Background: an optimization exercise with open tools, aiming at small area, a short achievable clock period and few clock cycles. Do not read the settings as production practice.
The RTL of this run was laid out without a check of its function.
No activity file was given, so power comes from the tool's default toggle rates.

### design/flow/constraint.sdc
create_clock -name core_clock -period 11.0 [get_ports {clk}]
set_input_delay 2.2000 -clock core_clock [delete_from_list [all_inputs] [get_ports {clk}]]
set_output_delay 2.2000 -clock core_clock [all_outputs]
set_load 0.01 [all_outputs]
### design/flow/design.v
`timescale 1ns/10ps
module ELA(clk, rst, in_data, data_rd, req, wen, addr, data_wr, done);
	input				clk;
	input				rst;
	input		[7:0]	in_data;
	input		[7:0]	data_rd;
	output		reg		req;
	output		reg		wen;
	output		reg[9:0]	addr;
	output		reg[7:0]	data_wr;
	output		reg		done;
	reg       st;       
	reg       fin;      
	reg       md;       
	reg [1:0] s;        
	reg [4:0] k;        
	reg [3:0] r;        
	reg       lw;       
	reg [7:0] uw0, uw1, uw2, lw0, lw1, lw2;    
	reg       sel_a, sel_b;
	wire [3:0] r1 = r + 4'd1;
	wire [9:0] base = {r, 1'b0, k};
	wire       k_lt2 = (k[4:1] == 4'd0);
	wire [9:0] waddr = base + (k_lt2 ? 10'h3fe : 10'd30);
	wire d_last = md && (k == 5'd31);                          
	wire i_last = !md && (s == 2'd2) && (k == 5'd31);          
	wire t_last = !md && (s == 2'd2) && (k == 5'd1) && (r == 4'd15);  
	always @(posedge clk or posedge rst) begin
		if (rst) begin
			st   <= 1'b1;
			fin  <= 1'b0;
			md   <= 1'b1;
			s    <= 2'd0;
			k    <= 5'd31;
			r    <= 4'd15;
			lw   <= 1'b0;
			req  <= 1'b0;
			wen  <= 1'b0;
			addr <= 10'd0;
			done <= 1'b0;
		end else begin
			req  <= st || (d_last && r == 4'd15) || (i_last && r != 4'd14 && !fin);
			wen  <= !st && !fin && (md || s == 2'd2);
			done <= done || t_last;
			lw   <= !st && !md && (s == 2'd2);
			if (md)
				addr <= {r1, 1'b0, k};
			else if (s == 2'd0)
				addr <= base;
			else if (s == 2'd1)
				addr <= {r1, 1'b0, k};
			else
				addr <= waddr;
			if (st) begin
				st <= 1'b0;
				k  <= 5'd0;
			end else if (fin) begin
			end else if (md) begin
				k <= k + 5'd1;
				if (k == 5'd31) begin
					if (r == 4'd15)
						r <= 4'd0;            
					else
						md <= 1'b0;           
				end
			end else begin
				s <= (s == 2'd2) ? 2'd0 : s + 2'd1;
				if (s == 2'd2) begin
					k <= k + 5'd1;
					if (t_last)
						fin <= 1'b1;
					if (k == 5'd31) begin
						r <= r1;
						if (r != 4'd14)
							md <= 1'b1;       
					end
				end
			end
		end
	end
	always @(posedge clk) begin
		if (!md && s == 2'd2) begin
			uw0 <= data_rd;
			uw1 <= uw0;
			uw2 <= uw1;
		end
		if (lw) begin
			lw0 <= data_rd;
			lw1 <= lw0;
			lw2 <= lw1;
		end
	end
	wire [8:0] s1 = {1'b0, uw2} - {1'b0, lw0};
	wire [8:0] s2 = {1'b0, uw1} - {1'b0, lw1};
	wire [8:0] s3 = {1'b0, uw0} - {1'b0, lw2};
	wire [7:0] d1 = s1[8] ? ({1'b0, lw0} - {1'b0, uw2}) : s1[7:0];
	wire [7:0] d2 = s2[8] ? ({1'b0, lw1} - {1'b0, uw1}) : s2[7:0];
	wire [7:0] d3 = s3[8] ? ({1'b0, lw2} - {1'b0, uw0}) : s3[7:0];
	wire edge_col = (k == 5'd1) || (k == 5'd2);
	wire take_c = (d2 <= d1) && (d2 <= d3);
	wire take_a = (d1 <= d3);
	always @(posedge clk) begin
		sel_a <= !edge_col && !take_c && take_a;
		sel_b <= !edge_col && !take_c && !take_a;
	end
	wire [7:0] pa = sel_a ? uw2 : sel_b ? uw0 : uw1;
	wire [7:0] pb = sel_a ? lw0 : sel_b ? lw2 : lw1;
	wire [8:0] sum = {1'b0, pa} + {1'b0, pb};
	always @(posedge clk)
		data_wr <= md ? in_data : sum[8:1];
endmodule
### design/flow/run.sh
#!/bin/bash
# synth_recipe.tcl (not shown) runs the flow's synth.tcl, then flattens the netlist and writes it again
# the make line also repeats each setting of config.mk as NAME=value (left out here)
make -C /OpenROAD-flow-scripts/flow DESIGN_CONFIG=/design/flow/config.mk WORK_HOME=/design/flow/orfs CLKGATE_MAP_FILE= SYNTH_SCRIPT=/design/flow/synth_recipe.tcl finish
### design/flow/config.mk
export PLATFORM = sky130hd
export DESIGN_NAME = ELA
export DESIGN_NICKNAME = ELA
export VERILOG_FILES = /design/flow/design.v
export SDC_FILE = /design/flow/constraint.sdc
export NUM_CORES = 4
export LEC_CHECK = 0
export CAP_MARGIN = 20
export CORE_MARGIN = 2
export CORE_UTILIZATION = 25
export SLEW_MARGIN = 20
Figure 1. Where the registers sit.
Scale: 4 px per um.
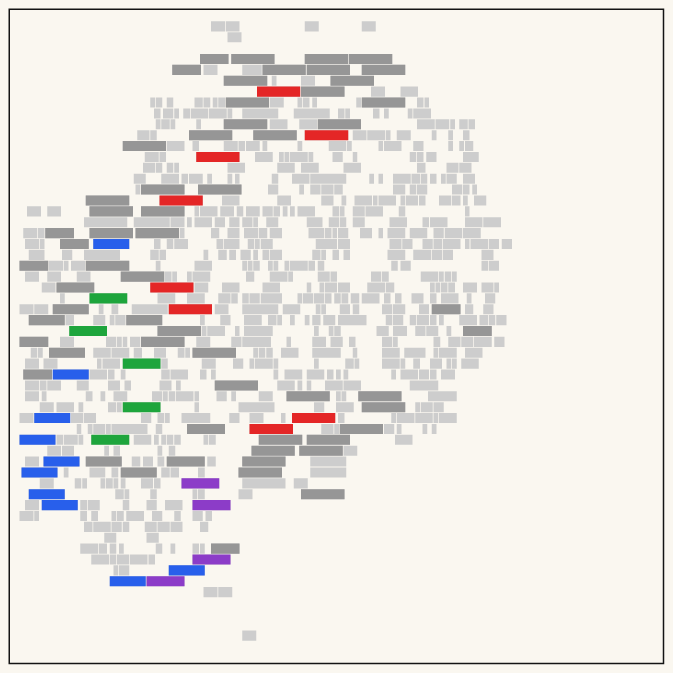
color	signal	sequential cells
green	k	5
purple	r	4
red	lw2	8
blue	addr	10
not colored	59

Figure 2. Cell sizes after repair.
Scale: 3 px per um.
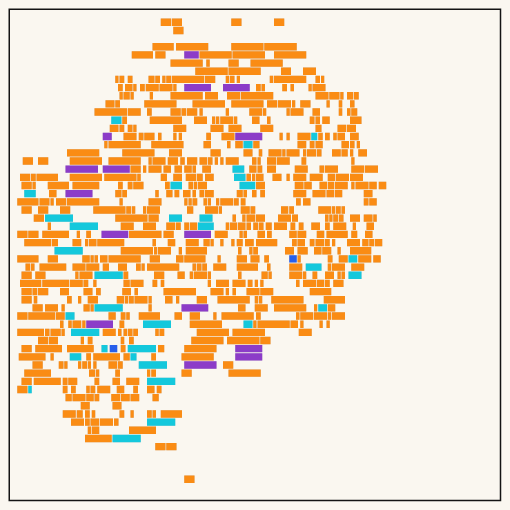
color	size	cells	most used
blue	drive 3 to 4	2	buf_4
orange	drive 1 or less	646	inv_1
cyan	drive 2	33	dfstp_2
purple	drive 6 and up	15	clkbuf_16

Figure 3. Placement density heat map.
Scale: 2 px per um. 16 x 16 tiles, from dark blue (low) to red (high), 0 to 100% covered.
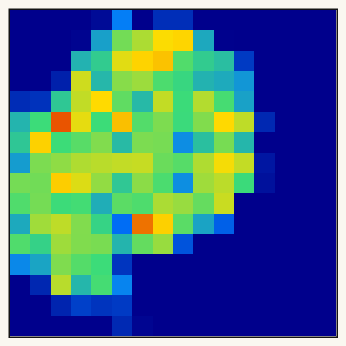
nearly empty tiles	46%
fullest tile	90%
mean over tiles	27%
emptiest ninth of the die	lower right
tiles over 75% full	4.3%

Figure 4. Wiring heat map.
Scale: 2 px per um. 33 x 33 tiles, from dark blue (low) to red (high), scaled to the fullest tile. Values are wire area over tile area, all layers added.
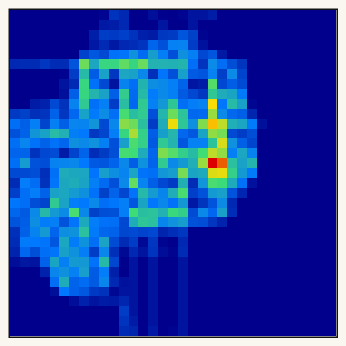
tiles over half the peak	3.4%
nearly empty tiles	49%
fullest tile	0.68
mean over tiles	0.087
densest ninth of the die	center
emptiest ninth of the die	lower right
Via Count: 4727
final WL: 14900 um

Figure 5. Routing view.
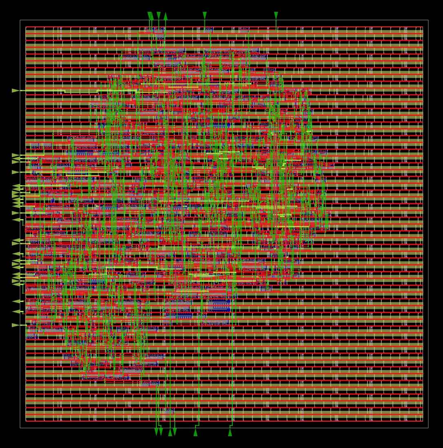
highest metal used: met4
metal1 wirelength: 7270 um
drt wl/cell: 14.5 um
DR WL met3: 535 um

==> flow_metrics.tcl <==
set metrics [dict create \
    slew_headroom 0.290 \
    ys_ff_latch 86 \
    switching_share 0.423 \
    worstMarginPinSlew_ns 1.06 \
    power_density_mw_per_mm2 288 \
    crit_path_end "sel_b$_DFF_P_" \
    drtAntennaViolNets 0 \
    grt_usage 0.117 \
    intPower_mw 1.24 \
    ys_warn_count 1 \
    synth_top_family_by_area "adder cells" \
    num_tap_cells 330 \
    final_util 0.298 \
    nFlopsAndLatches 86 \
    top_register "addr" \
    syn_nets 763 \
    seq_share 0.316 \
    clock_path_buffers 2 \
    hold_viol_final 0 \
    r2r_slack_ns 6.43 \
    multi_input_area_share 0.484 \
    register_area_sq_mm 0.00236 \
    reg2reg_from "uw1[0]$_DFFE_PP_" \
    placedCellCount 1010 \
    dr.pass1.iters 5 \
    finClkSkew_ns 0.0102 \
    grt_pass1_wl_um 24600 \
    worst-path-stages 19 \
    ys_top_cells_by_count "inv_1, ha_1, o21ai_0" \
    total_power_mw 2.15 \
    path_buf_inv 2 \
    layout-drive-gt1-share 0.0718 \
    hold_start "k[0]$_DFFE_PP1P_" \
    setup_tns_ns 0 \
    ir_drop_mv 0.143 \
    clk_pin_slew_ns 0.07 \
    p_comb_mw 1.26 \
    hold_path_class "reg -> reg" \
    dpl.hpwl_um 11700 \
    post_cts_buffers 0 \
    grt_pass1_vias 4817 \
    met1_usage 0.156 \
    gp_congestion 0.918 \
    p_comb_frac 0.587 \
    die_area_sq_mm 0.0266 \
    met2_usage 0.193 \
    critPathTopFamily "compound AO/OA/AOI/OAI gates" \
    largest_reg_flops 10 \
    grt_max_degree 31 \
    initial_core_util 0.253 \
    hold_path_depth 0 \
    path_common_cell "a21o_1" \
    crit_fanout 11 \
    rsz0062_at_grt "false" \
    cts_sinks 86 \
    core_area_sq_mm 0.0250 \
    max_freq_mhz 219 \
    final_nets 801 \
    holdPathEnd "addr[0]$_DFF_PP0_" \
    largest_cell_class "multi-input combinational cells" \
    clkCellAreaFrac 0.0484 \
    antenna_cells 0 \
    multi_input_comb_cells 467 \
    pwr-share-clk 0.168 \
    period_needed_ns 4.57 \
    pwr.group.clock_mw 0.361 \
    slowest_delay_ns 0.63 \
    r2r_cells 19 \
    synthXorXnorAreaFrac 0.0456 \
    timing.rr.end "sel_b$_DFF_P_" \
    insertion_delay_ns 0.35 \
    start_kind "register" \
    mostFrequentLayoutCell "inv_1" \
    period_share 0.415 \
    inv_count 87 \
    yosysSeqAreaShare 0.372 \
    nFillCells 2620 \
    rows 58 \
    numCtsBuffers 9 \
    dpl-instance-area_sq_mm 0.00710 \
    leakagePower_nw 3.23 \
    status "finished clean" \
    avgSynthCellArea_sq_um 9.70 \
    port_buffers 38 \
    ys.flop_type "edfxtp_1" \
    buffer_area_frac 0.0529 \
    drt_iter0_markers 301 \
    syn-instance-count 653 \
    num-clock-buffers 13 \
    slowest_stage "a31oi_2" \
    cp.arrival_ns 4.80 \
    cts_hold_buf 0 \
    cp_cell_sequence "inv_1 > ha_1 > inv_1 > fa_1 > a211oi_2 > o21ai_1 > a31oi_2 > mux2i_1 > nor2_1 > o21ai_0 > a31oi_1 > ha_1 > a21o_1 > a21o_1 > a21o_1 > a211oi_1 > o21ai_0 > a22oi_1 > nor2b_1" \
    top_usage_layer "met2" \
    seq_power_share 0.245 \
    yosysMostFrequentCell "inv_1" \
    synth_area_leader_cell "edfxtp_1" \
    drt-vias-per-instance 4.61 \
    muxShareOfSynthArea 0.0486 \
    ys_top_cells_by_area "edfxtp_1, ha_1, dfrtp_1" \
    die_h_um 163 \
    pre_cts_slack_ns 6.20 \
    met3_usage 0.0178 \
    path_class "reg -> reg" \
    slew_viol_final 0 \
    io_pins 39 \
    switchingPower_mw 0.909 \
    layout_setup_ws_ns 6.43 \
    fin_area_sq_mm 0.00747 \
    synth_edf_count 48 \
    stdcell_count 1026 \
    cts-root-buf "clkbuf_16" \
    holdWs_ns 0.456 \
    setup_viol 0 \
    synth_compound_area_frac 0.186 \
    ctsResizeCount 0 \
    grt_overflow_total 0 \
    synth-simple-area-share 0.0983 \
    htreeDepth 3 \
    ys_async_sr_fraction 0.326 \
    worstSetupStartpoint "uw1[0]$_DFFE_PP_" \
    synthAdderAreaFrac 0.190 \
    netlist_area_sq_mm 0.00634 \
    antenna_found_initial 0 \
    nonClockBufferCount 40 \
    required_ns 11.23 \
    drc 0 \
    die_x_um 163 \
    cts_tree "built" \
    cap_violations 0 \
    synth_top_area_share 0.227 \
    cp-end-kind "register" \
]

==> what the ideal ports hide <==
The flow's constraints put no driver on any port. The routed layout listed below was extracted and timed again, unchanged, in two steps. Step 1 sets driving cells, clkbuf_16 on the clock port and buf_2 on the other inputs (assumed; they add their load-dependent delay and slew). Step 2, shift: input delay + t, output delay - t, t = (earliest + latest rising clock arrival at the registers) / 2. This alone moves slack from input paths to output paths. Slacks: ideal ports / drivers / drivers and shift; pairs: ideal ports / drivers.
shift t [ns]: 0.384
setup WS [ns]: 6.430 / 6.430 / 6.430
worst hold slack (ns): 0.456 / 0.456 / 0.456
worst setup path after step 2: register to register
latest minus earliest clock arrival (ns): 0.010 / 0.011
After both steps setup and hold are still met in this run. For this run, drivers alone change the setup slack by 0.000 ns; drivers and shift together by 0.000 ns.
